What follows belongs to an exercise in optimizing a design on an open flow for small area; a production flow would make more cautious choices. Function was checked by simulation only, so behaviour that the tests miss may differ from the original. The series may have gaps, and a smaller design here may also do less where the tests do not look. Power is estimated from default activity; no workload was simulated.

==> run_1/pdn.png <==
The bar under the picture is 50 um long. Pins as bars on the die edge. Tap cells in gray.
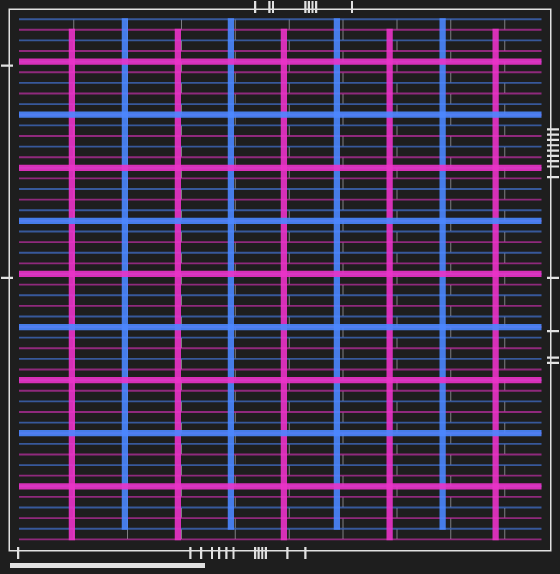
==> run_1/drive_strength.png <==
The bar under the picture is 50 um long.
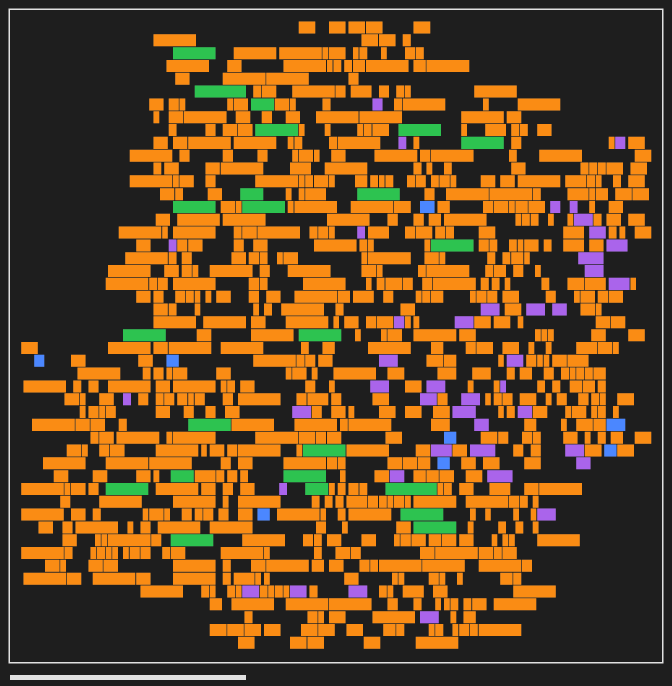
==> run_1/registers.png <==
Other sequential cells in the stronger gray, the rest of the logic in the fainter gray.
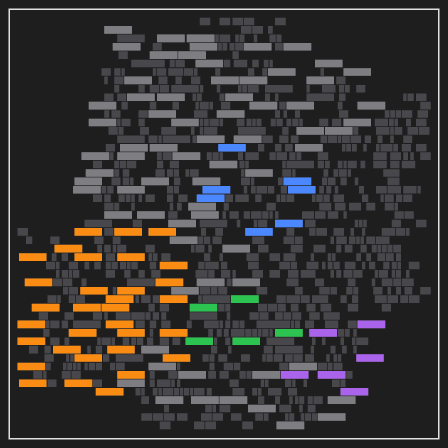
==> run_1/final_congestion.png <==
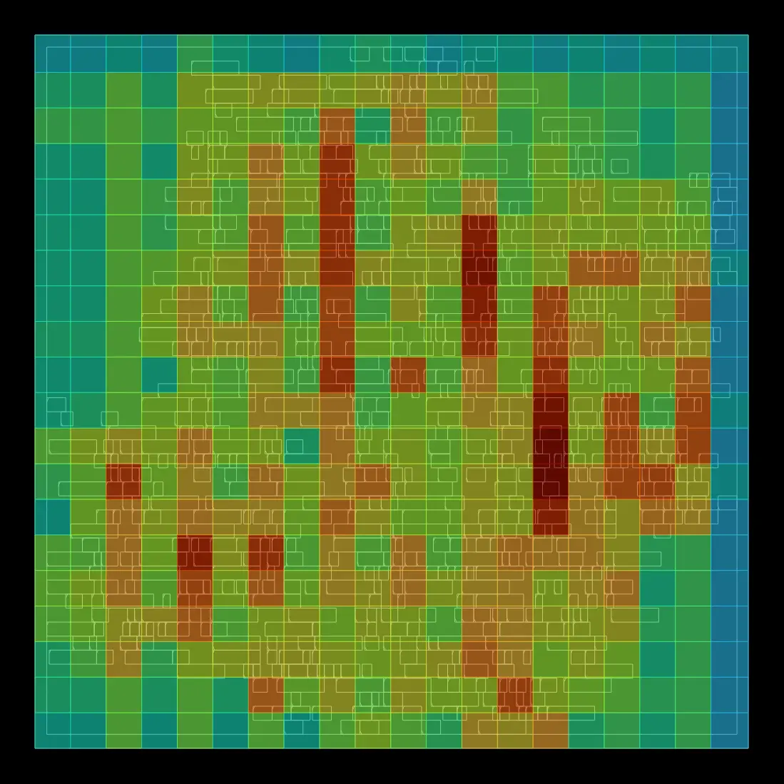
$ cat flow/run.sh
#!/bin/bash
# synth_recipe.tcl (not shown) runs the flow's synth.tcl, then flattens the netlist and writes it again
# the make line also repeats each setting of config.mk as NAME=value (left out here)
make -C /OpenROAD-flow-scripts/flow DESIGN_CONFIG=/design/flow/config.mk WORK_HOME=/design/flow/orfs CLKGATE_MAP_FILE= SYNTH_SCRIPT=/design/flow/synth_recipe.tcl finish
$ cat flow/config.mk
export PLATFORM = sky130hd
export DESIGN_NAME = digital_clock
export DESIGN_NICKNAME = digital_clock
export VERILOG_FILES = /design/flow/design.v
export SDC_FILE = /design/flow/constraint.sdc
export NUM_CORES = 4
export LEC_CHECK = 0
export CAP_MARGIN = 20
export CORE_MARGIN = 2
export CORE_UTILIZATION = 40
export SLEW_MARGIN = 20
$ cat flow/constraint.sdc
create_clock -name core_clock -period 12.0 [get_ports {clk}]
set_input_delay 2.4000 -clock core_clock [delete_from_list [all_inputs] [get_ports {clk}]]
set_output_delay 2.4000 -clock core_clock [all_outputs]
set_load 0.01 [all_outputs]
$ cat flow/design.v
`timescale 1ns / 1ps
module clkDivider(clk, rst, clkOut, tick);
input clk;
input rst;
output reg clkOut;
output tick;
parameter DIV = 200;    
reg [31:0] count;
assign tick = (count == DIV-1) && (clkOut == 0);
always@(posedge clk or posedge rst)
begin
    if (rst == 1)
    begin
        clkOut <= 0;
        count <= 0;
    end
    else if (count == DIV-1)
    begin
        clkOut <= ~clkOut;
        count <= 0;
    end
    else
        count <= count + 1;
end
endmodule
`timescale 1ns / 1ps
module clockdividersw(clk, rst, clkOutsw, tick);
input clk;
input rst;
output reg clkOutsw;
output tick;
parameter DIV = 2;      
reg [31:0] count;
assign tick = (count == DIV-1) && (clkOutsw == 0);
always@(posedge clk or posedge rst)
begin
    if (rst == 1)
    begin
        clkOutsw <= 0;
        count <= 0;
    end
    else if (count == DIV-1)
    begin
        clkOutsw <= ~clkOutsw;
        count <= 0;
    end
    else
        count <= count + 1;
end
endmodule
`timescale 1ns / 1ps
module digital_clock(
input clk,
input rst,
input set,
input hrup,
input minup,
input clockdisplay,
input alarm,
input set_alarm,
input alarmhrs_up,
input alarmmins_up,
output reg alarm_triggered,
input stopwatch,
input stopwatchstart,
input stopwatchreset,
output reg [3:0] Anode_Activation,
 output reg[6:0] Cathode_Activation,
 output reg[4:0]hours,
 output reg [5:0] stopwatch_mins
 );
reg  [4:0]set_alarm_hours;
reg  [5:0]set_alarm_mins;
reg [6:0] stopwatch_ms;
reg [5:0] stopwatch_secs;
wire divclk;
wire clocksw;
wire tick;
wire ticksw;
reg [5:0] secs;
reg [5:0]mins;
clkDivider clkDividerInst(clk,rst,divclk,tick);
clockdividersw stopwatchclkdivider1(clk,rst,clocksw,ticksw);
always @(posedge clk or posedge rst)
begin
    if (rst == 1)
    begin
        secs <= 0;
        mins <= 0;
        hours <= 0;
        alarm_triggered <= 0;
    end 
    else if (tick)
    begin
        if (alarm==1 && set_alarm_hours == hours && set_alarm_mins == mins)
            alarm_triggered <= 1;
        else
            alarm_triggered <= 0;
        if (set == 1)
        begin
            if (minup == 1) begin
                mins <= mins + 1;
                if(mins==59)
                mins<=0;
                end
            if (hrup == 1)begin
                hours <= hours + 1;
                if (hours==23)
                hours<=0;
                end
        end
        else
        begin
            if (secs == 59)
            begin
                secs <= 0;
                if (mins == 59)
                begin
                    mins <= 0;
                    if (hours == 23)
                        hours <= 0;
                    else
                        hours <= hours + 1;
                end
                else
                    mins <= mins + 1;
            end
            else
                secs <= secs + 1;
        end
    end
end
always @(posedge clk or posedge rst) begin
    if (rst == 1) begin
        set_alarm_hours <= 0;
        set_alarm_mins <= 0;
    end
    else if (tick) begin
        if (set_alarm == 1) begin
            if (alarmhrs_up) begin
                if (set_alarm_hours == 23)
                    set_alarm_hours <= 0;
                else
                    set_alarm_hours <= set_alarm_hours + 1;
            end
            if (alarmmins_up) begin
                if (set_alarm_mins == 59)
                    set_alarm_mins <= 0;
                else
                    set_alarm_mins <= set_alarm_mins + 1;
            end
        end
    end
end
always @(posedge clk or posedge rst)
begin
if (rst == 1)
begin
stopwatch_ms<=0;
stopwatch_secs<=0;
stopwatch_mins<=0;
end
else if (ticksw)
begin
if(stopwatchreset==1)
begin
stopwatch_ms<=0;
stopwatch_secs<=0;
stopwatch_mins<=0;
end
else if(stopwatch==1 && stopwatchstart==1)
begin
stopwatch_ms<=stopwatch_ms+1;
if(stopwatch_ms==99)
begin
stopwatch_secs<=stopwatch_secs+1;
stopwatch_ms<=0;
if(stopwatch_secs==59)
begin
stopwatch_mins<=stopwatch_mins+1;
stopwatch_secs<=0;
end
end
end
end
end
reg [3:0] LED_BCD;
reg [5:0] refresh_counter;    
wire [1:0] LED_activation_counter;
always @(posedge clk or posedge rst) begin
    if (rst == 1) begin
        refresh_counter <= 0;
    end else begin
        refresh_counter <= refresh_counter + 1;
    end
end
assign LED_activation_counter = refresh_counter[5:4];
always @(*) begin
    LED_BCD = 0;
    case(LED_activation_counter)
    2'b00: begin
        Anode_Activation = 4'b0111; 
        if(set_alarm==1 && stopwatch==0)
        LED_BCD=set_alarm_hours/10;
        else if(stopwatch==1 && set_alarm==0)
        LED_BCD=stopwatch_secs/10;
        else
        LED_BCD = mins/10;
    end
    2'b01: begin
        Anode_Activation = 4'b1011; 
        if(set_alarm==1 && stopwatch==0)
        LED_BCD=set_alarm_hours%10;
        else if(stopwatch==1 && set_alarm==0)
        LED_BCD=stopwatch_secs%10;
        else
        LED_BCD = mins%10;
    end
    2'b10: begin
        Anode_Activation = 4'b1101; 
        if(set_alarm==1 && stopwatch==0)
        LED_BCD=set_alarm_mins/10;
        else if(stopwatch==1 && set_alarm==0)
        LED_BCD=stopwatch_ms/10;
        else
        LED_BCD = secs/10;
    end
    default: begin
        Anode_Activation = 4'b1110; 
        if(set_alarm==1 && stopwatch==0)
        LED_BCD=set_alarm_mins%10;
        else if(stopwatch==1 && set_alarm==0)
        LED_BCD=stopwatch_ms%10;
        else
        LED_BCD = secs%10;
    end
    endcase
end
always @(*) begin
    case(LED_BCD)
    4'b0000: Cathode_Activation = 7'b0000001;  
    4'b0001: Cathode_Activation = 7'b1001111;  
    4'b0010: Cathode_Activation = 7'b0010010;  
    4'b0011: Cathode_Activation = 7'b0000110;  
    4'b0100: Cathode_Activation = 7'b1001100;  
    4'b0101: Cathode_Activation = 7'b0100100;  
    4'b0110: Cathode_Activation = 7'b0100000;  
    4'b0111: Cathode_Activation = 7'b0001111;  
    4'b1000: Cathode_Activation = 7'b0000000;  
    4'b1001: Cathode_Activation = 7'b0000100;  
    default: Cathode_Activation = 7'b0000001;  
    endcase
end
endmodule
==> metrics.cfg, run 1 <==
[routing]
antenna_left = 0
met3_length_um = 474
drt_pass1_iterations = 5
dr_wl_met2_mm = 7.20
avgViaCountPerCell = 5.48
wl_met1_mm = 7.53

[logic_synthesis]
synth_nets = 795
synth_top_family_by_area = simple AND/OR/NAND/NOR gates
synth-compound-area-share_pct = 12.0
synth-edff-count = 0
synth.area.top_cells = dfrtp_1, xnor2_1, nand2_1
syn_inst = 763
ys.flop_type = dfrtp_1
synth_top_cell_by_area = dfrtp_1
synthMuxAreaShare_pct = 5.58

[cells_and_area]
fin_nets = 825
top_regs = clkDividerInst.count: 32 flops, stopwatchclkdivider1.count: 32 flops, stopwatch_ms: 7 flops
final_cell_mix = dfrtp_1, nand2_1, xnor2_1
drive_gt1_share_pct = 9.06
num_antenna_cells = 0

[critical_path]
cpMostUsedCell = ha_1
reg2reg_from = stopwatchclkdivider1.count[1]
reg2reg_depth = 9
path_class = primary input to output port
setup.worst_path.end_class = output port
endpoint = Cathode_Activation[2]
crit_path_max_incr_delay_ns = 0.85
worstPathBufferInverterCount = 5

[min_path]
min_to = refresh_counter[0]
hold_depth = 1
min-delay-start = refresh_counter[0]
worstHoldPathType = flop to flop

[floorplanning]
rows = 49

[place]
placed_cells = 1003

[timing]
skew_ns = 0.00769
fin_crit_sh_pct = 88.9
fmax_mhz = 93.7
finalHoldViolations = 0

[clock_network]
cts_tree = done
cts_max_level = 4
clock_latency_ns = 0.42
post-cts-setup-buffer-count = 0
clk_pin_slew_worst_paths_ns = 0.05

[global_route]
antenna_found_initial = 0
grt_pass1_vias = 5476
grt_start_max_net_pins = 71
grt_pass1_wl_mm = 26.8

[run_status]
status = timing/DRC/antenna clean

Notes on pdn.png above:
| net | color |
|---|---|
| VDD | blue |
| VSS | magenta |
met4 straps: 9
met5 straps: 9
signal pins: 36
rows: 49
tap cells: 229
VDD IR max: 0.000108 V
core area: 17,800 sq um
Die Ht: 138 um
Die Width: 138 um

Notes on drive_strength.png above:
| size | color | cells | share | most used |
|---|---|---|---|---|
| drive 2 | purple | 42 | 5.2% | mux2_2 |
| drive 6 and up | green | 23 | 2.9% | clkbuf_16 |
| drive 3 to 4 | blue | 8 | 0.99% | buf_4 |
| drive 1 or less | orange | 733 | 91% | dfrtp_1 |
synth-to-layout area growth: 15.5%
post-route setup slack: 1.33 ns
Signal buffers: 39
Post-Layout Inst Area: 8340 sq um

Notes on registers.png above:
| netlist name | color | sequential cells |
|---|---|---|
| `stopwatch_ms` | blue | 7 |
| `clkDividerInst.count` | orange | 32 |
| `set_alarm_hours` | green | 5 |
| `mins` | purple | 6 |
Layout Utilization: 46.7%
Seq area share: 36.0%
seq pwr: 417 uW
Reg area: 3000 sq um

Notes on final_congestion.png above:
met2 usage: 26.7%
gr usage total: 16.9%
met1 GRT Util: 22.9%

-- run 1: synthesized netlist by cell type (3+ instances only) --
master	number
dfrtp_1	120
nand2_1	76
xnor2_1	73
nor2_1	49
nand3_1	45
o21ai_0	39
nand4_1	32
inv_1	22
mux2i_1	22
clkbuf_1	19
ha_1	19
nor3_1	17
a21oi_1	16
nor4_1	16
xor2_1	16
and3_1	14
mux2_2	13
and4_1	10
nor2b_1	10
and2_1	8
a211oi_1	7
nand2b_1	7
o31ai_1	7
or3_1	6
nor3b_1	5
or3b_1	5
a31oi_1	4
o2111ai_1	4
or2_2	4
a21o_1	3
a311oi_1	3
buf_2	3
buf_6	3
o211ai_1	3
o21ai_1	3
o22ai_1	3
-- run 1: area by class of cell --
| type | count | share of cell area, % |
|---|---|---|
| clock buffers | 24 | 5.90 |
| inverters | 25 | 1.17 |
| repair buffers | 39 | 4.53 |
| clock inverters | 8 | 1.13 |
| well taps | 229 | 3.44 |
| multi-input cells | 590 | 47.8 |
| flip-flops and latches | 120 | 36.0 |
-- run 1: power by group --
part	total (mW)	internal [mW]	switching, mW	leakage (nW)
logic	0.0897	0.0403	0.0494	1.58
clock network	0.506	0.326	0.180	0.294
registers	0.417	0.410	0.00673	1.63
==> run_1/gate_families.png <==
The bar under the picture is 50 um long.
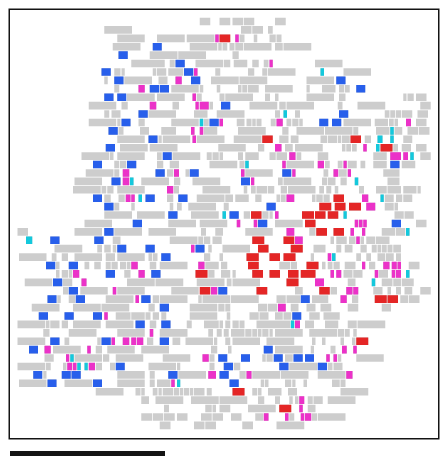

## Run 2: files that changed since run 1, shown whole
==> flow/design.v <==
`timescale 1ns / 1ps
module clkDivider(clk, rst, adv, cnt);
input clk;
input rst;
input adv;
output reg [4:0] cnt;
always @(posedge clk or posedge rst)
begin
    if (rst)
        cnt <= 0;
    else if (adv)
        cnt <= (cnt[4] & cnt[3]) ? 5'd0 : cnt + 5'd1;    
end
endmodule
`timescale 1ns / 1ps
module clockdividersw(clk, rst, cnt);
input clk;
input rst;
output reg [5:0] cnt;
always @(posedge clk or posedge rst)
begin
    if (rst)
        cnt <= 0;
    else
        cnt <= cnt + 6'd1;
end
endmodule
`timescale 1ns / 1ps
module digital_clock(
input clk,
input rst,
input set,
input hrup,
input minup,
input clockdisplay,
input alarm,
input set_alarm,
input alarmhrs_up,
input alarmmins_up,
output reg alarm_triggered,
input stopwatch,
input stopwatchstart,
input stopwatchreset,
output reg [3:0] Anode_Activation,
output reg [6:0] Cathode_Activation,
output reg [4:0] hours,
output reg [5:0] stopwatch_mins
);
reg [4:0] set_alarm_hours;
reg [5:0] set_alarm_mins;
reg [6:0] stopwatch_ms;
reg [5:0] stopwatch_secs;
reg [5:0] secs;
reg [5:0] mins;
wire [5:0] refresh_counter;
wire [4:0] div25;
clockdividersw refreshInst(clk, rst, refresh_counter);
clkDivider clkDividerInst(clk, rst, &refresh_counter[3:0], div25);
wire tick = (refresh_counter[3:0] == 4'd7) && (div25 == 5'd12);
wire ticksw = (refresh_counter[1:0] == 2'd1);
wire secs59  = secs[5] & secs[4] & secs[3] & secs[1] & secs[0];
wire mins59  = mins[5] & mins[4] & mins[3] & mins[1] & mins[0];
wire hours23 = hours[4] & hours[2] & hours[1] & hours[0];
wire amins59 = set_alarm_mins[5] & set_alarm_mins[4] & set_alarm_mins[3] & set_alarm_mins[1] & set_alarm_mins[0];
wire ahrs23  = set_alarm_hours[4] & set_alarm_hours[2] & set_alarm_hours[1] & set_alarm_hours[0];
wire ms99    = stopwatch_ms[6] & stopwatch_ms[5] & stopwatch_ms[1] & stopwatch_ms[0];
wire swsecs59 = stopwatch_secs[5] & stopwatch_secs[4] & stopwatch_secs[3] & stopwatch_secs[1] & stopwatch_secs[0];
wire inc_mins  = set ? minup : secs59;
wire inc_hours = set ? hrup  : (secs59 & mins59);
always @(posedge clk or posedge rst)
begin
    if (rst) begin
        secs <= 0;
        mins <= 0;
        hours <= 0;
        alarm_triggered <= 0;
    end else if (tick) begin
        alarm_triggered <= alarm && set_alarm_hours == hours && set_alarm_mins == mins;
        if (!set)
            secs <= secs59 ? 6'd0 : secs + 6'd1;
        if (inc_mins)
            mins <= mins59 ? 6'd0 : mins + 6'd1;
        if (inc_hours)
            hours <= hours23 ? 5'd0 : hours + 5'd1;
    end
end
always @(posedge clk or posedge rst)
begin
    if (rst) begin
        set_alarm_hours <= 0;
        set_alarm_mins <= 0;
    end else if (tick && set_alarm) begin
        if (alarmhrs_up)
            set_alarm_hours <= ahrs23 ? 5'd0 : set_alarm_hours + 5'd1;
        if (alarmmins_up)
            set_alarm_mins <= amins59 ? 6'd0 : set_alarm_mins + 6'd1;
    end
end
always @(posedge clk or posedge rst)
begin
    if (rst) begin
        stopwatch_ms <= 0;
        stopwatch_secs <= 0;
        stopwatch_mins <= 0;
    end else if (ticksw) begin
        if (stopwatchreset) begin
            stopwatch_ms <= 0;
            stopwatch_secs <= 0;
            stopwatch_mins <= 0;
        end else if (stopwatch && stopwatchstart) begin
            stopwatch_ms <= ms99 ? 7'd0 : stopwatch_ms + 7'd1;
            if (ms99) begin
                stopwatch_secs <= swsecs59 ? 6'd0 : stopwatch_secs + 6'd1;
                if (swsecs59)
                    stopwatch_mins <= stopwatch_mins + 6'd1;
            end
        end
    end
end
wire [1:0] pos = refresh_counter[5:4];
wire show_alarm = set_alarm & ~stopwatch;
wire show_sw    = stopwatch & ~set_alarm;
reg [6:0] field;
always @(*) begin
    if (show_alarm)
        field = pos[1] ? {1'b0, set_alarm_mins} : {2'b0, set_alarm_hours};
    else if (show_sw)
        field = pos[1] ? stopwatch_ms : {1'b0, stopwatch_secs};
    else
        field = pos[1] ? {1'b0, secs} : {1'b0, mins};
end
wire [3:0] tens  = field / 7'd10;
wire [3:0] units = field % 7'd10;
wire [3:0] LED_BCD = pos[0] ? units : tens;
always @(*) begin
    case (pos)
    2'b00: Anode_Activation = 4'b0111;
    2'b01: Anode_Activation = 4'b1011;
    2'b10: Anode_Activation = 4'b1101;
    default: Anode_Activation = 4'b1110;
    endcase
end
always @(*) begin
    case (LED_BCD)
    4'd0: Cathode_Activation = 7'b0000001;
    4'd1: Cathode_Activation = 7'b1001111;
    4'd2: Cathode_Activation = 7'b0010010;
    4'd3: Cathode_Activation = 7'b0000110;
    4'd4: Cathode_Activation = 7'b1001100;
    4'd5: Cathode_Activation = 7'b0100100;
    4'd6: Cathode_Activation = 7'b0100000;
    4'd7: Cathode_Activation = 7'b0001111;
    4'd8: Cathode_Activation = 7'b0000000;
    4'd9: Cathode_Activation = 7'b0000100;
    default: Cathode_Activation = 7'b0000001;
    endcase
end
endmodule
==> flow/config.mk <==
export PLATFORM = sky130hd
export DESIGN_NAME = digital_clock
export DESIGN_NICKNAME = digital_clock
export VERILOG_FILES = /design/flow/design.v
export SDC_FILE = /design/flow/constraint.sdc
export NUM_CORES = 4
export LEC_CHECK = 0
export ABC_AREA = 1
export CAP_MARGIN = 20
export CORE_MARGIN = 2
export CORE_UTILIZATION = 60
export SLEW_MARGIN = 20
==> run_2/gate_families.png <==
The bar under the picture is 20 um long.
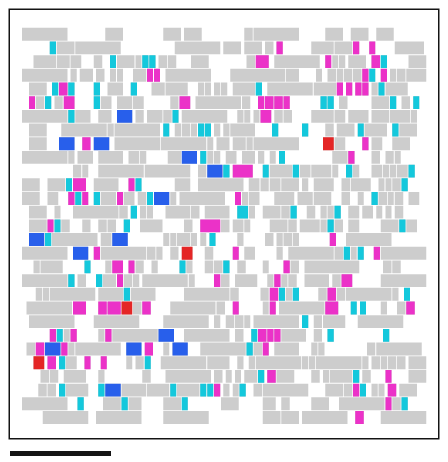
| family | color | cells |
|---|---|---|
| inverters | cyan | 85 |
| XOR/XNOR gates | blue | 14 |
| AND and OR gates | red | 4 |
| NOR gates | magenta | 76 |
fraction of area in multi-input gates: 46.0%
most common cell after layout, fill and taps aside: nand2_1
Non-Filler Instances: 646

==> run_2/final_congestion.png <==
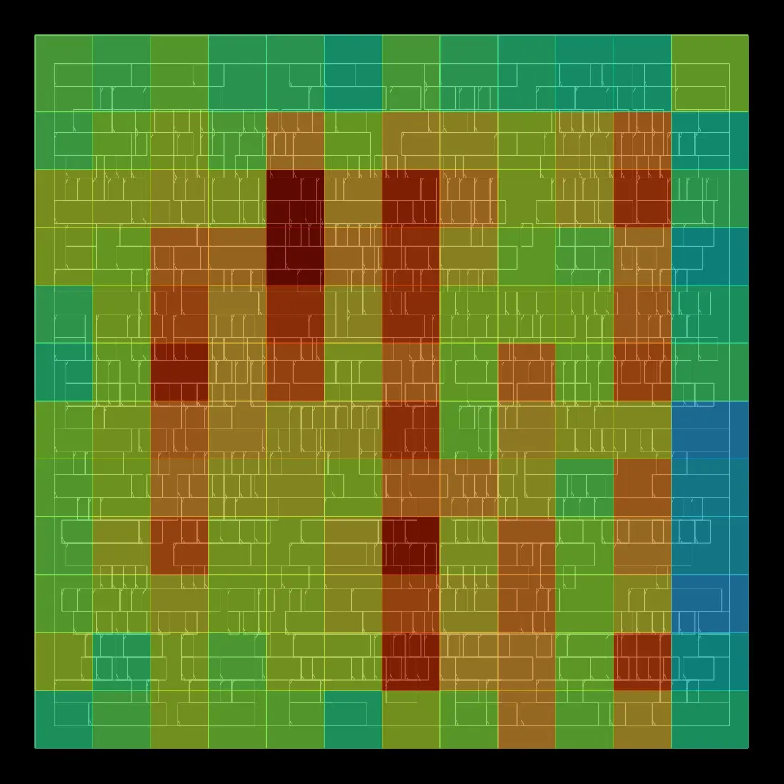
gr usage total: 25.7%
busiest grt layer: met2

==> run_2/drive_strength.png <==
The bar under the picture is 20 um long.
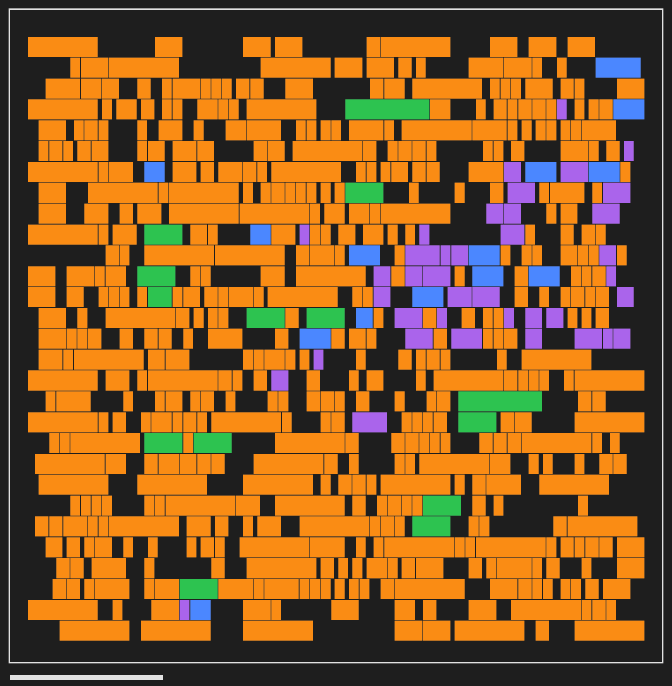
| size | color | cells | share | most used |
|---|---|---|---|---|
| drive 6 and up | green | 14 | 2.5% | clkbuf_8 |
| drive 1 or less | orange | 502 | 88% | nand2_1 |
| drive 3 to 4 | blue | 14 | 2.5% | nand2_4 |
| drive 2 | purple | 39 | 6.9% | nand2_2 |
synth-to-layout area growth: 16.5%
Post-Layout Inst Area: 4590 sq um
Signal buffers: 35

==> metrics.cfg, run 2 <==
[cells_and_area]
final_cell_mix = nand2_1, inv_1, dfrtp_1
drive_gt1_share_pct = 11.8  ; +2.7 points
num_antenna_cells = 0  ; unchanged

[logic_synthesis]
ys.flop_type = dfrtp_1
yosysMostFrequentCell = nand2_1
synth.area.top_cells = dfrtp_1, nand2_1, inv_1
yosys-top-cells-count = nand2_1, inv_1, dfrtp_1, nor2_1, nand3_1
syn_inst = 523  ; -31%

[min_path]
min-delay-start = refreshInst.cnt[0]
min_to = refreshInst.cnt[0]

[global_route]
grt_pass1_wl_mm = 15.1  ; -44%
gr-usage-met2_pct = 41.8  ; +15 points
grt_pass1_vias = 3376  ; -38%

[critical_path]
reg2reg_depth = 13  ; +4
cpMostUsedCell = nand2_2
setup.worst_path.end_class = output port

[routing]
met3_length_um = 287  ; -39%
wl_met1_mm = 4.10  ; -46%
drt_pass1_iterations = 4  ; -1
avgViaCountPerCell = 5.53  ; +0.89%

[clock_network]
post-cts-setup-buffer-count = 0  ; unchanged
cts_max_level = 3  ; -1
clk_pin_slew_worst_paths_ns = 0.08  ; +0.03 ns

[timing]
finalHoldViolations = 0  ; unchanged
skew_ns = 0.0115  ; +0.00378 ns
fin_ws_ns = 3.11  ; +1.78 ns

[power_and_ir_drop]
power_leader = sequential cells
p_clk_share_pct = 37.8  ; -12 points
pwr-share-seq_pct = 39.0  ; -2.2 points
powerClk_uw = 212  ; -58%
pg_seq_uw = 219  ; -47%
p_switching_uw = 167  ; -29%

[floorplanning]
die_w_um = 85.1  ; -39%
die_h_um = 85.1  ; -39%

[run_status]
status = timing/DRC/antenna clean

run 2: cell count changes in the layout (fill, tap and decap cells not counted), sizes merged, moves of 11 or more:
| cell | change |
|---|---|
| mux2i | -23 |
| xnor2 | -72 |
| nand4 | -28 |
| clkbuf | -13 |
| nor4 | -11 |
| nand2 | +45 |
| dfrtp | -61 |
| nor2b | -12 |
| inv | +63 |
| mux2 | -15 |
| and3 | -12 |
run 2: area by class of cell:
cell class,count,area (sq um)
clock inverter,5,83.8
multi-input combinational,374,2110
timing repair buffer,35,348
tap,77,96.3
sequential,59,1480
inverter,85,322
clock buffer,11,151
fill,509,1760
run 2: cells by family after synthesis:
kind of cell	Yosys count	share of synthesized area, %
adder cells (fa/ha/maj)	17	5.40
AND/OR/NAND/NOR	256	31.5
flip-flops	59	37.5
XOR/XNOR	14	3.11
buffers and inverters	90	8.89
AO/OA/AOI/OAI	87	13.7
run 2: stage by stage:
stage                     util, %  instance area (sq um)
after floorplan                 -                   3940
after global placement       68.6                   4360
after detailed placement     68.6                   4360
after CTS                    72.3                   4590
after global routing         72.3                   4590
final                        72.3                   4590
==> run_2/registers.png <==
Other sequential cells in the stronger gray, the rest of the logic in the fainter gray.
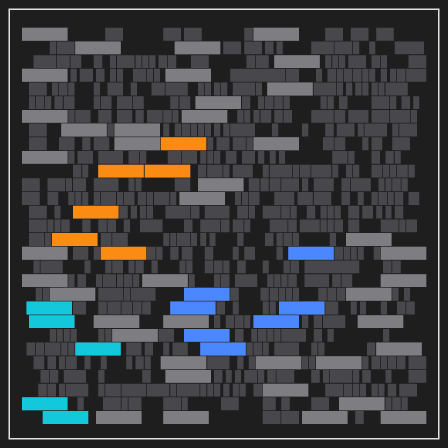

## Run 3: what changed since run 2
--- a/flow/config.mk
+++ b/flow/config.mk
@@ -11,2 +11,4 @@
 export CORE_UTILIZATION = 60
+export CTS_BUF_LIST = sky130_fd_sc_hd__clkbuf_4
+export CTS_CLUSTER_SIZE = 30
 export SLEW_MARGIN = 20
==> run_3/registers.png <==
Other sequential cells in the stronger gray, the rest of the logic in the fainter gray.
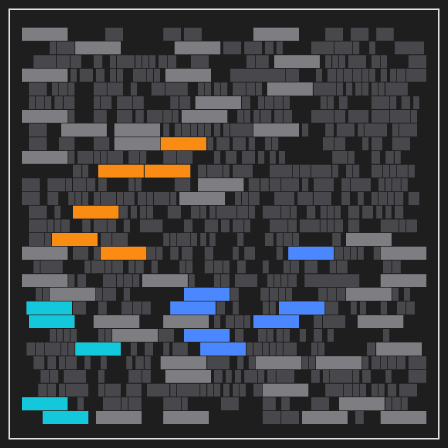
| netlist name | color | sequential cells |
|---|---|---|
| `mins` | orange | 6 |
| `stopwatch_ms` | blue | 7 |
| `clkDividerInst.cnt` | cyan | 5 |
not colored: 41
seq pwr: 219 uW
Seq area share: 32.7%
Layout Utilization: 71.1%
Reg area: 1480 sq um

==> run_3/gate_families.png <==
The bar under the picture is 20 um long.
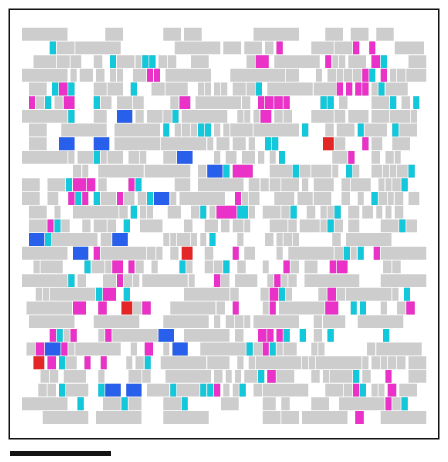
| family | color | cells |
|---|---|---|
| AND and OR gates | red | 4 |
| inverters | cyan | 85 |
| NOR gates | magenta | 76 |
| XOR/XNOR gates | blue | 14 |
fraction of area in multi-input gates: 46.8%

==> metrics.cfg, run 3 <==
[logic_synthesis]
synth_top_family_by_area = simple AND/OR/NAND/NOR gates
syn_inst = 523  ; unchanged
synthMuxAreaShare_pct = 0  ; unchanged
synth.area.top_cells = dfrtp_1, nand2_1, inv_1
synth-xor-area-share_pct = 3.11  ; unchanged
yosys-top-cells-count = nand2_1, inv_1, dfrtp_1, nor2_1, nand3_1
ys.flop_type = dfrtp_1
synth-adder-area-share_pct = 5.40  ; unchanged
yosysMostFrequentCell = nand2_1
synth-simple-area-share_pct = 31.5  ; unchanged
synth-compound-area-share_pct = 13.7  ; unchanged

[timing]
fmax_mhz = 113
finalHoldViolations = 0  ; unchanged

[critical_path]
setup.worst_path.end_class = output port
reg2reg_depth = 13  ; unchanged
cpMostUsedCell = nand3_2

[clock_network]
post-cts-setup-buffer-count = 0  ; unchanged
cts_max_level = 3  ; unchanged
postCtsResizedCells = 0
clk_pin_slew_worst_paths_ns = 0.12  ; +0.04 ns

[min_path]
min-delay-start = refreshInst.cnt[0]
worstHoldPathType = flop to flop
min_to = refreshInst.cnt[0]

[global_route]
grt_pass1_vias = 3346  ; -0.89%
track_usage_pct = 25.5  ; -0.19 points
antenna_found_initial = 0
grt_pass1_wl_mm = 14.9  ; -1.3%

[routing]
drtIter0Drc = 157
avgViaCountPerCell = 5.55  ; +0.28%
drt_pass1_iterations = 4  ; unchanged

[power_and_ir_drop]
p_clk_share_pct = 31.8  ; -6.0 points
p_switching_uw = 164  ; -1.9%
power_leader = sequential cells

[cells_and_area]
areaGrowthSynthToFinish_pct = 14.6
mostFrequentLayoutCell = nand2_1
drive_gt1_share_pct = 11.4  ; -0.35 points
num_antenna_cells = 0  ; unchanged
fin_nets = 594

[run_status]
status = timing/DRC/antenna clean

[floorplanning]
die_w_um = 85.1  ; unchanged

==> run_3/final_congestion.png <==
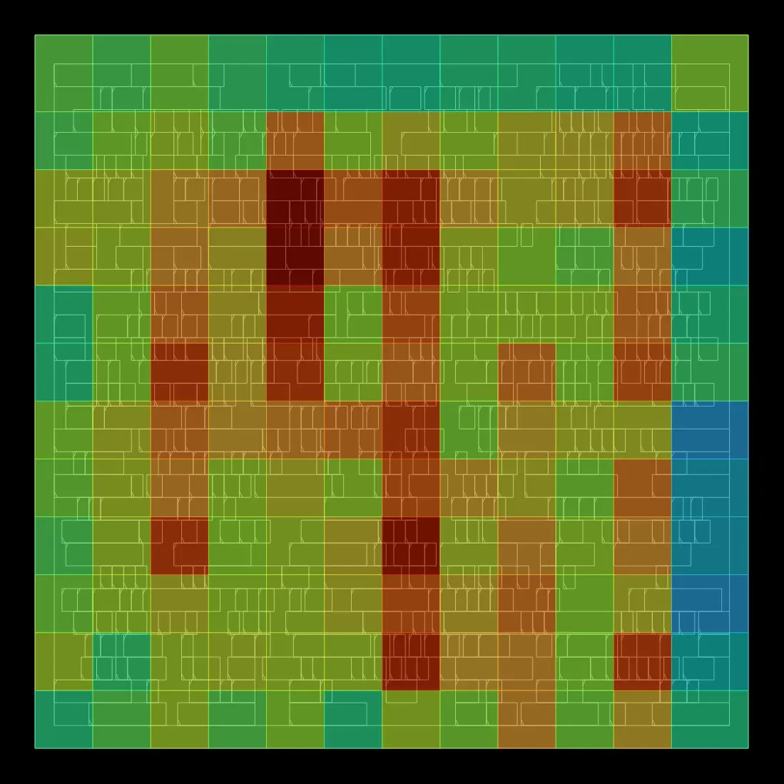
met2 usage: 41.0%
met1 GRT Util: 34.6%
grt met3 use: 5.16%

==> run 3: per-stage QoR <==
stage          cells  instance area, sq um  hold WS, ns  setup slack, ns
5_1_grt          646                  4520        0.524             2.71
4_1_cts          646                  4520        0.500             3.12
3_3_place_gp     630                  4360        0.464             3.24
6_report         646                  4520        0.494             3.12
3_5_place_dp     630                  4360        0.471             3.13
2_1_floorplan    523                  3940        0.448             4.59
==> run 3: metal layers <==
metal	GRT usage (%)	wire, um	up-vias
li1	-	-	1811
met1	34.6	4050	1679
met2	41.0	3940	77
met3	5.16	358	16
met4	8.51	190	0
met5	0	0	-
==> run 3: area by class of cell <==
type,count,area [sq um]
Fill cell,524,1830
Inverter,85,322
Clock buffer,9,67.6
Timing Repair Buffer,35,348
Multi-Input combinational cell,374,2110
Tap cell,77,96.3
Clock inverter,7,91.3
Sequential cell,59,1480
==> run 3: worst max path at each step <==
stage / startpoint / endpoint / depth (start not counted)
finish: stopwatch / Cathode_Activation[3] / 26
CTS: stopwatch / Cathode_Activation[3] / 26
floorplan: set_alarm / Cathode_Activation[5] / 26
global placement: set_alarm / Cathode_Activation[5] / 27
global route: stopwatch / Cathode_Activation[3] / 26
detailed placement: stopwatch / Cathode_Activation[3] / 28
==> run_3/pdn.png <==
The bar under the picture is 20 um long. Pins as bars on the die edge. Tap cells in gray.
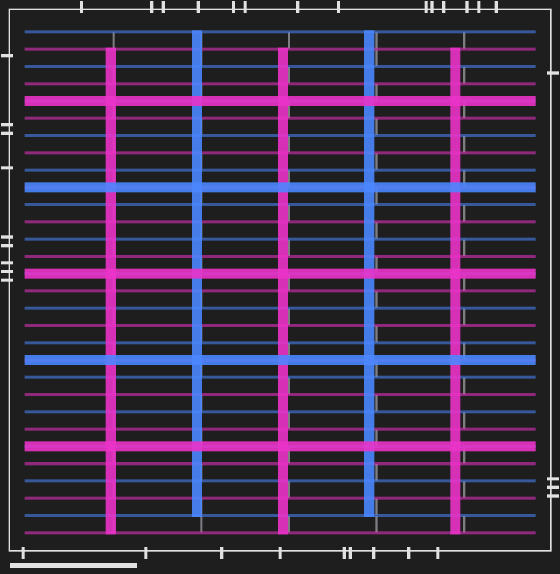

==> run 4: a larger rewrite; changed files in full <==
removed: flow/run.sh
==> flow/design.v <==
`timescale 1ns / 1ps
module clkDivider(clk, rst, adv, cnt);
input clk;
input rst;
input adv;
output reg [4:0] cnt;
wire wrap = adv & cnt[4] & cnt[3];           
wire [4:0] inc = cnt + {4'b0, adv};
always @(posedge clk or posedge rst)
begin
    if (rst)
        cnt <= 0;
    else
        cnt <= {inc[4:3] & {2{~wrap}}, inc[2:1], inc[0] & ~wrap};
end
endmodule
`timescale 1ns / 1ps
module clockdividersw(clk, rst, cnt);
input clk;
input rst;
output reg [5:0] cnt;
always @(posedge clk or posedge rst)
begin
    if (rst)
        cnt <= 0;
    else
        cnt <= cnt + 6'd1;
end
endmodule
`timescale 1ns / 1ps
module digital_clock(
input clk,
input rst,
input set,
input hrup,
input minup,
input clockdisplay,
input alarm,
input set_alarm,
input alarmhrs_up,
input alarmmins_up,
output reg alarm_triggered,
input stopwatch,
input stopwatchstart,
input stopwatchreset,
output reg [3:0] Anode_Activation,
output reg [6:0] Cathode_Activation,
output reg [4:0] hours,
output reg [5:0] stopwatch_mins
);
reg [4:0] set_alarm_hours;
reg [5:0] set_alarm_mins;
reg [6:0] stopwatch_ms;
reg [5:0] stopwatch_secs;
reg [5:0] secs;
reg [5:0] mins;
wire [5:0] refresh_counter;
wire [4:0] div25;
clockdividersw refreshInst(clk, rst, refresh_counter);
clkDivider clkDividerInst(clk, rst, &refresh_counter[3:0], div25);
wire tick = (refresh_counter[3:0] == 4'd7) && (div25 == 5'd12);
wire ticksw = (refresh_counter[1:0] == 2'd1);
wire secs59  = secs[5] & secs[4] & secs[3] & secs[1] & secs[0];
wire mins59  = mins[5] & mins[4] & mins[3] & mins[1] & mins[0];
wire hours23 = hours[4] & hours[2] & hours[1] & hours[0];
wire amins59 = set_alarm_mins[5] & set_alarm_mins[4] & set_alarm_mins[3] & set_alarm_mins[1] & set_alarm_mins[0];
wire ahrs23  = set_alarm_hours[4] & set_alarm_hours[2] & set_alarm_hours[1] & set_alarm_hours[0];
wire ms99    = stopwatch_ms[6] & stopwatch_ms[5] & stopwatch_ms[1] & stopwatch_ms[0];
wire swsecs59 = stopwatch_secs[5] & stopwatch_secs[4] & stopwatch_secs[3] & stopwatch_secs[1] & stopwatch_secs[0];
wire en_secs  = tick & ~set;
wire en_mins  = tick & (set ? minup : secs59);
wire en_hours = tick & (set ? hrup : (secs59 & mins59));
wire en_amins = tick & set_alarm & alarmmins_up;
wire en_ahrs  = tick & set_alarm & alarmhrs_up;
wire [5:0] secs_i  = secs + {5'b0, en_secs};
wire [5:0] mins_i  = mins + {5'b0, en_mins};
wire [4:0] hours_i = hours + {4'b0, en_hours};
wire [5:0] amins_i = set_alarm_mins + {5'b0, en_amins};
wire [4:0] ahrs_i  = set_alarm_hours + {4'b0, en_ahrs};
wire w_secs  = en_secs & secs59;
wire w_mins  = en_mins & mins59;
wire w_hours = en_hours & hours23;
wire w_amins = en_amins & amins59;
wire w_ahrs  = en_ahrs & ahrs23;
always @(posedge clk or posedge rst)
begin
    if (rst) begin
        secs <= 0;
        mins <= 0;
        hours <= 0;
        set_alarm_hours <= 0;
        set_alarm_mins <= 0;
        alarm_triggered <= 0;
    end else begin
        if (tick)
            alarm_triggered <= alarm && set_alarm_hours == hours && set_alarm_mins == mins;
        secs  <= {secs_i[5:2] & {4{~w_secs}}, secs_i[1:0]};
        mins  <= {mins_i[5:2] & {4{~w_mins}}, mins_i[1:0]};
        hours <= {hours_i[4:3] & {2{~w_hours}}, hours_i[2:0]};
        set_alarm_mins  <= {amins_i[5:2] & {4{~w_amins}}, amins_i[1:0]};
        set_alarm_hours <= {ahrs_i[4:3] & {2{~w_ahrs}}, ahrs_i[2:0]};
    end
end
wire run_sw = ticksw & stopwatch & stopwatchstart;
wire clr_sw = ticksw & stopwatchreset;
wire en_ms = run_sw;
wire en_sws = run_sw & ms99;
wire en_swm = en_sws & swsecs59;
wire [6:0] ms_i  = stopwatch_ms + {6'b0, en_ms};
wire [5:0] sws_i = stopwatch_secs + {5'b0, en_sws};
wire [5:0] swm_i = stopwatch_mins + {5'b0, en_swm};
wire w_ms  = en_ms & ms99;
wire w_sws = en_sws & swsecs59;
always @(posedge clk or posedge rst)
begin
    if (rst) begin
        stopwatch_ms <= 0;
        stopwatch_secs <= 0;
        stopwatch_mins <= 0;
    end else if (clr_sw) begin
        stopwatch_ms <= 0;
        stopwatch_secs <= 0;
        stopwatch_mins <= 0;
    end else begin
        stopwatch_ms   <= {ms_i[6:5] & {2{~w_ms}}, ms_i[4:3], ms_i[2] & ~w_ms, ms_i[1:0]};
        stopwatch_secs <= {sws_i[5:2] & {4{~w_sws}}, sws_i[1:0]};
        stopwatch_mins <= swm_i;
    end
end
wire [1:0] pos = refresh_counter[5:4];
wire show_alarm = set_alarm & ~stopwatch;
wire show_sw    = stopwatch & ~set_alarm;
reg [6:0] field;
always @(*) begin
    if (show_alarm)
        field = pos[1] ? {1'b0, set_alarm_mins} : {2'b0, set_alarm_hours};
    else if (show_sw)
        field = pos[1] ? stopwatch_ms : {1'b0, stopwatch_secs};
    else
        field = pos[1] ? {1'b0, secs} : {1'b0, mins};
end
wire [3:0] tens  = field / 7'd10;
wire [3:0] units = field % 7'd10;
wire [3:0] LED_BCD = pos[0] ? units : tens;
always @(*) begin
    case (pos)
    2'b00: Anode_Activation = 4'b0111;
    2'b01: Anode_Activation = 4'b1011;
    2'b10: Anode_Activation = 4'b1101;
    default: Anode_Activation = 4'b1110;
    endcase
end
always @(*) begin
    case (LED_BCD)
    4'd0: Cathode_Activation = 7'b0000001;
    4'd1: Cathode_Activation = 7'b1001111;
    4'd2: Cathode_Activation = 7'b0010010;
    4'd3: Cathode_Activation = 7'b0000110;
    4'd4: Cathode_Activation = 7'b1001100;
    4'd5: Cathode_Activation = 7'b0100100;
    4'd6: Cathode_Activation = 7'b0100000;
    4'd7: Cathode_Activation = 7'b0001111;
    4'd8: Cathode_Activation = 7'b0000000;
    4'd9: Cathode_Activation = 7'b0000100;
    default: Cathode_Activation = 7'b0000001;
    endcase
end
endmodule
==> flow/flow/run.sh <==
#!/bin/bash
# Standard layout (standard.sh) with three changes:
#  - synthesis maps logic with an area-oriented ABC script (flow/synth.tcl, flow/area.abc);
#  - ports are buffered with sky130_fd_sc_hd__buf_1;
#  - clock tree: no dummy loads, few leaf buffers (settings below).
set -euo pipefail
W=$PWD
export MY_ABC=$W/flow/area.abc
export FLOW_SYNTH_TCL=$W/synth_recipe.tcl
CTS="-sink_clustering_enable -repair_clock_nets -dont_use_dummy_load"
CTS="$CTS ${CTS_EXTRA:--buf_list sky130_fd_sc_hd__clkbuf_8 -sink_clustering_size 30 -sink_clustering_max_diameter 200}"
bash standard.sh "SYNTH_SCRIPT=$W/flow/synth.tcl" \
  "BUFFER_PORTS_ARGS=-buffer_cell sky130_fd_sc_hd__buf_1" \
  "CTS_ARGS=$CTS" finish > $W/standard.log 2>&1
==> flow/flow/area.abc <==
strash
dch -f
amap
==> flow/flow/synth.tcl <==
# The standard synthesis (synth_recipe.tcl), with ABC's mapping script replaced
# by an area-oriented one (flow/area.abc). Registers are mapped before ABC runs,
# so they and their names are exactly those of the standard synthesis.
proc abc {args} {
  set i [lsearch -exact $args -script]
  if {$i >= 0} { lset args [expr {$i + 1}] $::env(MY_ABC) }
  yosys abc {*}$args
}
source $::env(FLOW_SYNTH_TCL)
==> flow/standard.sh <==
#!/bin/bash
# synth_recipe.tcl (not shown) runs the flow's synth.tcl, then flattens the netlist and writes it again
# the make line also repeats each setting of config.mk as NAME=value (left out here)
make -C /OpenROAD-flow-scripts/flow DESIGN_CONFIG=/design/flow/config.mk WORK_HOME=/design/flow/orfs CLKGATE_MAP_FILE= SYNTH_SCRIPT=/design/flow/synth_recipe.tcl "${@:-finish}"
==> flow/config.mk <==
export PLATFORM = sky130hd
export DESIGN_NAME = digital_clock
export DESIGN_NICKNAME = digital_clock
export VERILOG_FILES = /design/flow/design.v
export SDC_FILE = /design/flow/constraint.sdc
export NUM_CORES = 4
export LEC_CHECK = 0
export CAP_MARGIN = 20
export CORE_MARGIN = 2
export CORE_UTILIZATION = 60
export SLEW_MARGIN = 20
==> run_4/pdn.png <==
The bar under the picture is 20 um long. Pins as bars on the die edge. Tap cells in gray.
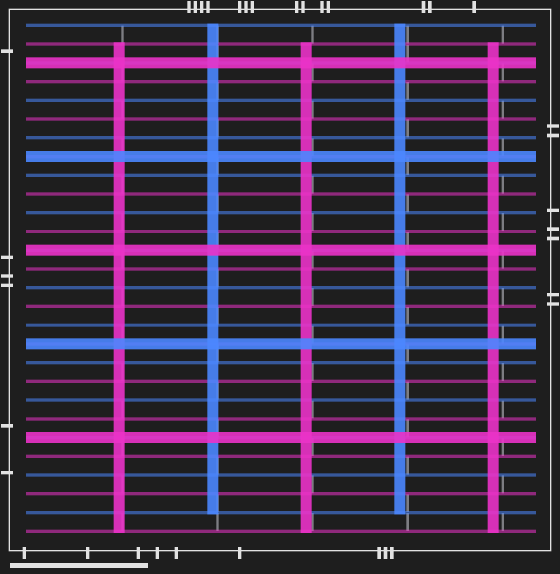
| net | color |
|---|---|
| VDD | blue |
| VSS | magenta |
met5 straps: 5
rows: 27
Die Ht: 78.4 um
core area: 5440 sq um
VDD IR max: 0.0000670 V
Die Width: 78.4 um

==> run_4/gate_families.png <==
The bar under the picture is 20 um long.
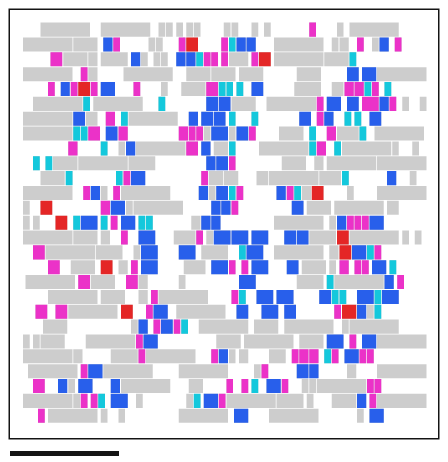
| family | color | cells |
|---|---|---|
| NOR gates | magenta | 93 |
| AND and OR gates | red | 11 |
| inverting AOI/OAI gates | blue | 93 |
| inverters | cyan | 48 |
fraction of area in multi-input gates: 45.3%
Non-Filler Instances: 495

==> run_4/drive_strength.png <==
The bar under the picture is 20 um long.
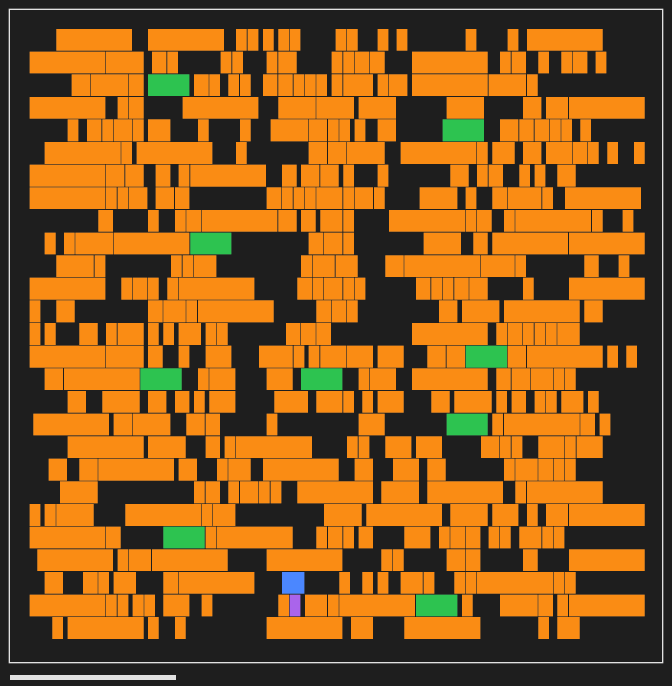
| size | color | cells | share | most used |
|---|---|---|---|---|
| drive 6 and up | green | 9 | 2.1% | clkbuf_8 |
| drive 2 | purple | 1 | 0.24% | inv_2 |
| drive 3 to 4 | blue | 1 | 0.24% | buf_4 |
| drive 1 or less | orange | 412 | 97% | nor2_1 |
Post-Layout Inst Area: 3670 sq um
synth-to-layout area growth: 10.5%
post-route setup slack: 1.66 ns

==> metrics.cfg, run 4 <==
[global_route]
grt_pass1_vias = 2619  ; -22%
antenna_found_initial = 0  ; unchanged
gr-usage-met2_pct = 40.1  ; -0.89 points
grtUsageMet1_pct = 30.4  ; -4.2 points
grt_pass1_wl_mm = 11.5  ; -23%
use_met3_pct = 5.40  ; +0.25 points

[place]
hpwl_mm = 4.97
dp_slack_ns = 1.77  ; -1.36 ns

[logic_synthesis]
ys.flop_type = dfrtp_1
synthMuxAreaShare_pct = 0  ; unchanged
yosys-top-cells-count = nor2_1, dfrtp_1, clkinv_1, ha_1, nand2_1
synth.area.top_cells = dfrtp_1, ha_1, nor2_1
synth-adder-area-share_pct = 9.42  ; +4.0 points
synth_top_family_by_area = compound AO/OA/AOI/OAI gates
syn_inst = 379  ; -28%
synth-xor-area-share_pct = 0  ; -3.1 points
yosysMostFrequentCell = nor2_1
synth-compound-area-share_pct = 20.9  ; +7.2 points
synth-simple-area-share_pct = 19.8  ; -12 points

[min_path]
worstHoldPathType = flop to flop
min_to = refreshInst.cnt[2]
min-delay-start = refreshInst.cnt[2]

[cells_and_area]
num_antenna_cells = 0  ; unchanged
mostFrequentLayoutCell = nor2_1
finish.utilization_pct = 67.5  ; -3.6 points
nFillCells = 426  ; -19%
drive_gt1_share_pct = 2.60  ; -8.8 points

[timing]
fmax_mhz = 96.7  ; -14%
rsz0062_at_grt = false
finalHoldViolations = 0  ; unchanged

[clock_network]
clock-sinks = 59
clk_pin_slew_worst_paths_ns = 0.06  ; -0.06 ns
cts_max_level = 3  ; unchanged
post-cts-setup-buffer-count = 0  ; unchanged
postCtsResizedCells = 0  ; unchanged

[power_and_ir_drop]
power_leader = sequential cells
p_clk_share_pct = 34.2  ; +2.4 points
p_switching_uw = 104  ; -36%
pg_seq_uw = 202  ; -8%

[critical_path]
setup.worst_path.end_class = output port
crit_path_max_incr_delay_ns = 0.49
crit_start = stopwatch
endpoint = Cathode_Activation[0]
cp.depth = 29  ; +12%
r2r-end = mins[4]
reg2reg_depth = 13  ; unchanged

[routing]
wl_met1_mm = 3.23  ; -20%
avgViaCountPerCell = 5.79  ; +4.3%
met3_length_um = 197  ; -45%
drtIter0Drc = 145  ; -7.6%
drt_pass1_iterations = 6  ; +2
top_layer = met4

[run_status]
status = timing/DRC/antenna clean

run 4: changes by cell type in the layout (fill, tap and decap cells not counted), moves of 17 or more:
| cell | previous run | this run |
|---|---|---|
| a211oi_1 | 2 | 19 |
| buf_1 | 0 | 34 |
| clkdlybuf4s50_1 | 34 | 0 |
| clkinv_1 | 2 | 47 |
| inv_1 | 73 | 0 |
| nand2_1 | 102 | 23 |
| nand3_1 | 42 | 14 |
| nor2_1 | 47 | 69 |
| o22ai_1 | 5 | 22 |
run 4: cell type report:
| class | instances | area [sq um] | share of cell area [%] |
|---|---|---|---|
| flip-flops and latches | 59 | 1480 | 40.2 |
| inverters | 48 | 180 | 4.91 |
| clock buffers | 9 | 124 | 3.38 |
| well taps | 72 | 90.1 | 2.45 |
| multi-input cells | 272 | 1660 | 45.3 |
| repair buffers | 35 | 135 | 3.68 |
run 4: through the flow:
stage / hold slack [ns] / area, sq um / std cells
3_3_place_gp: 0.458 / 3550 / 486
3_5_place_dp: 0.458 / 3550 / 486
5_1_grt: 0.480 / 3670 / 495
2_1_floorplan: 0.442 / 3320 / 379
6_report: 0.462 / 3670 / 495
4_1_cts: 0.466 / 3670 / 495

afterwards: timing with drivers on the ports:
No port has a modelled driver above. Below, the same layouts with a new extraction and two added sets of constraints.
Step 1: set_driving_cell puts a clkbuf_16 on clk and a buf_2 on each other input, an assumption about the parent block.
Step 2, shift: input delay + t, output delay - t, t = (earliest + latest rising clock arrival at the registers) / 2. This alone moves slack from input paths to output paths.
a / b / c = ideal ports / drivers / drivers and shift; a / b = the first two.
| run | t (ns) | slack for setup (ns) | worst register clock-pin slew, ns |
|---|---|---|---|
| run 1 | 0.457 | 1.329 / 1.305 / 1.305 | 0.06 / 0.06 |
| run 2 | 0.363 | 3.108 / 3.084 / 3.084 | 0.08 / 0.08 |
| run 3 | 0.441 | 3.122 / 3.098 / 3.098 | 0.12 / 0.12 |
| run 4 | 0.363 | 1.658 / 1.636 / 1.636 | 0.06 / 0.06 |
After both steps every run listed still meets setup and hold.
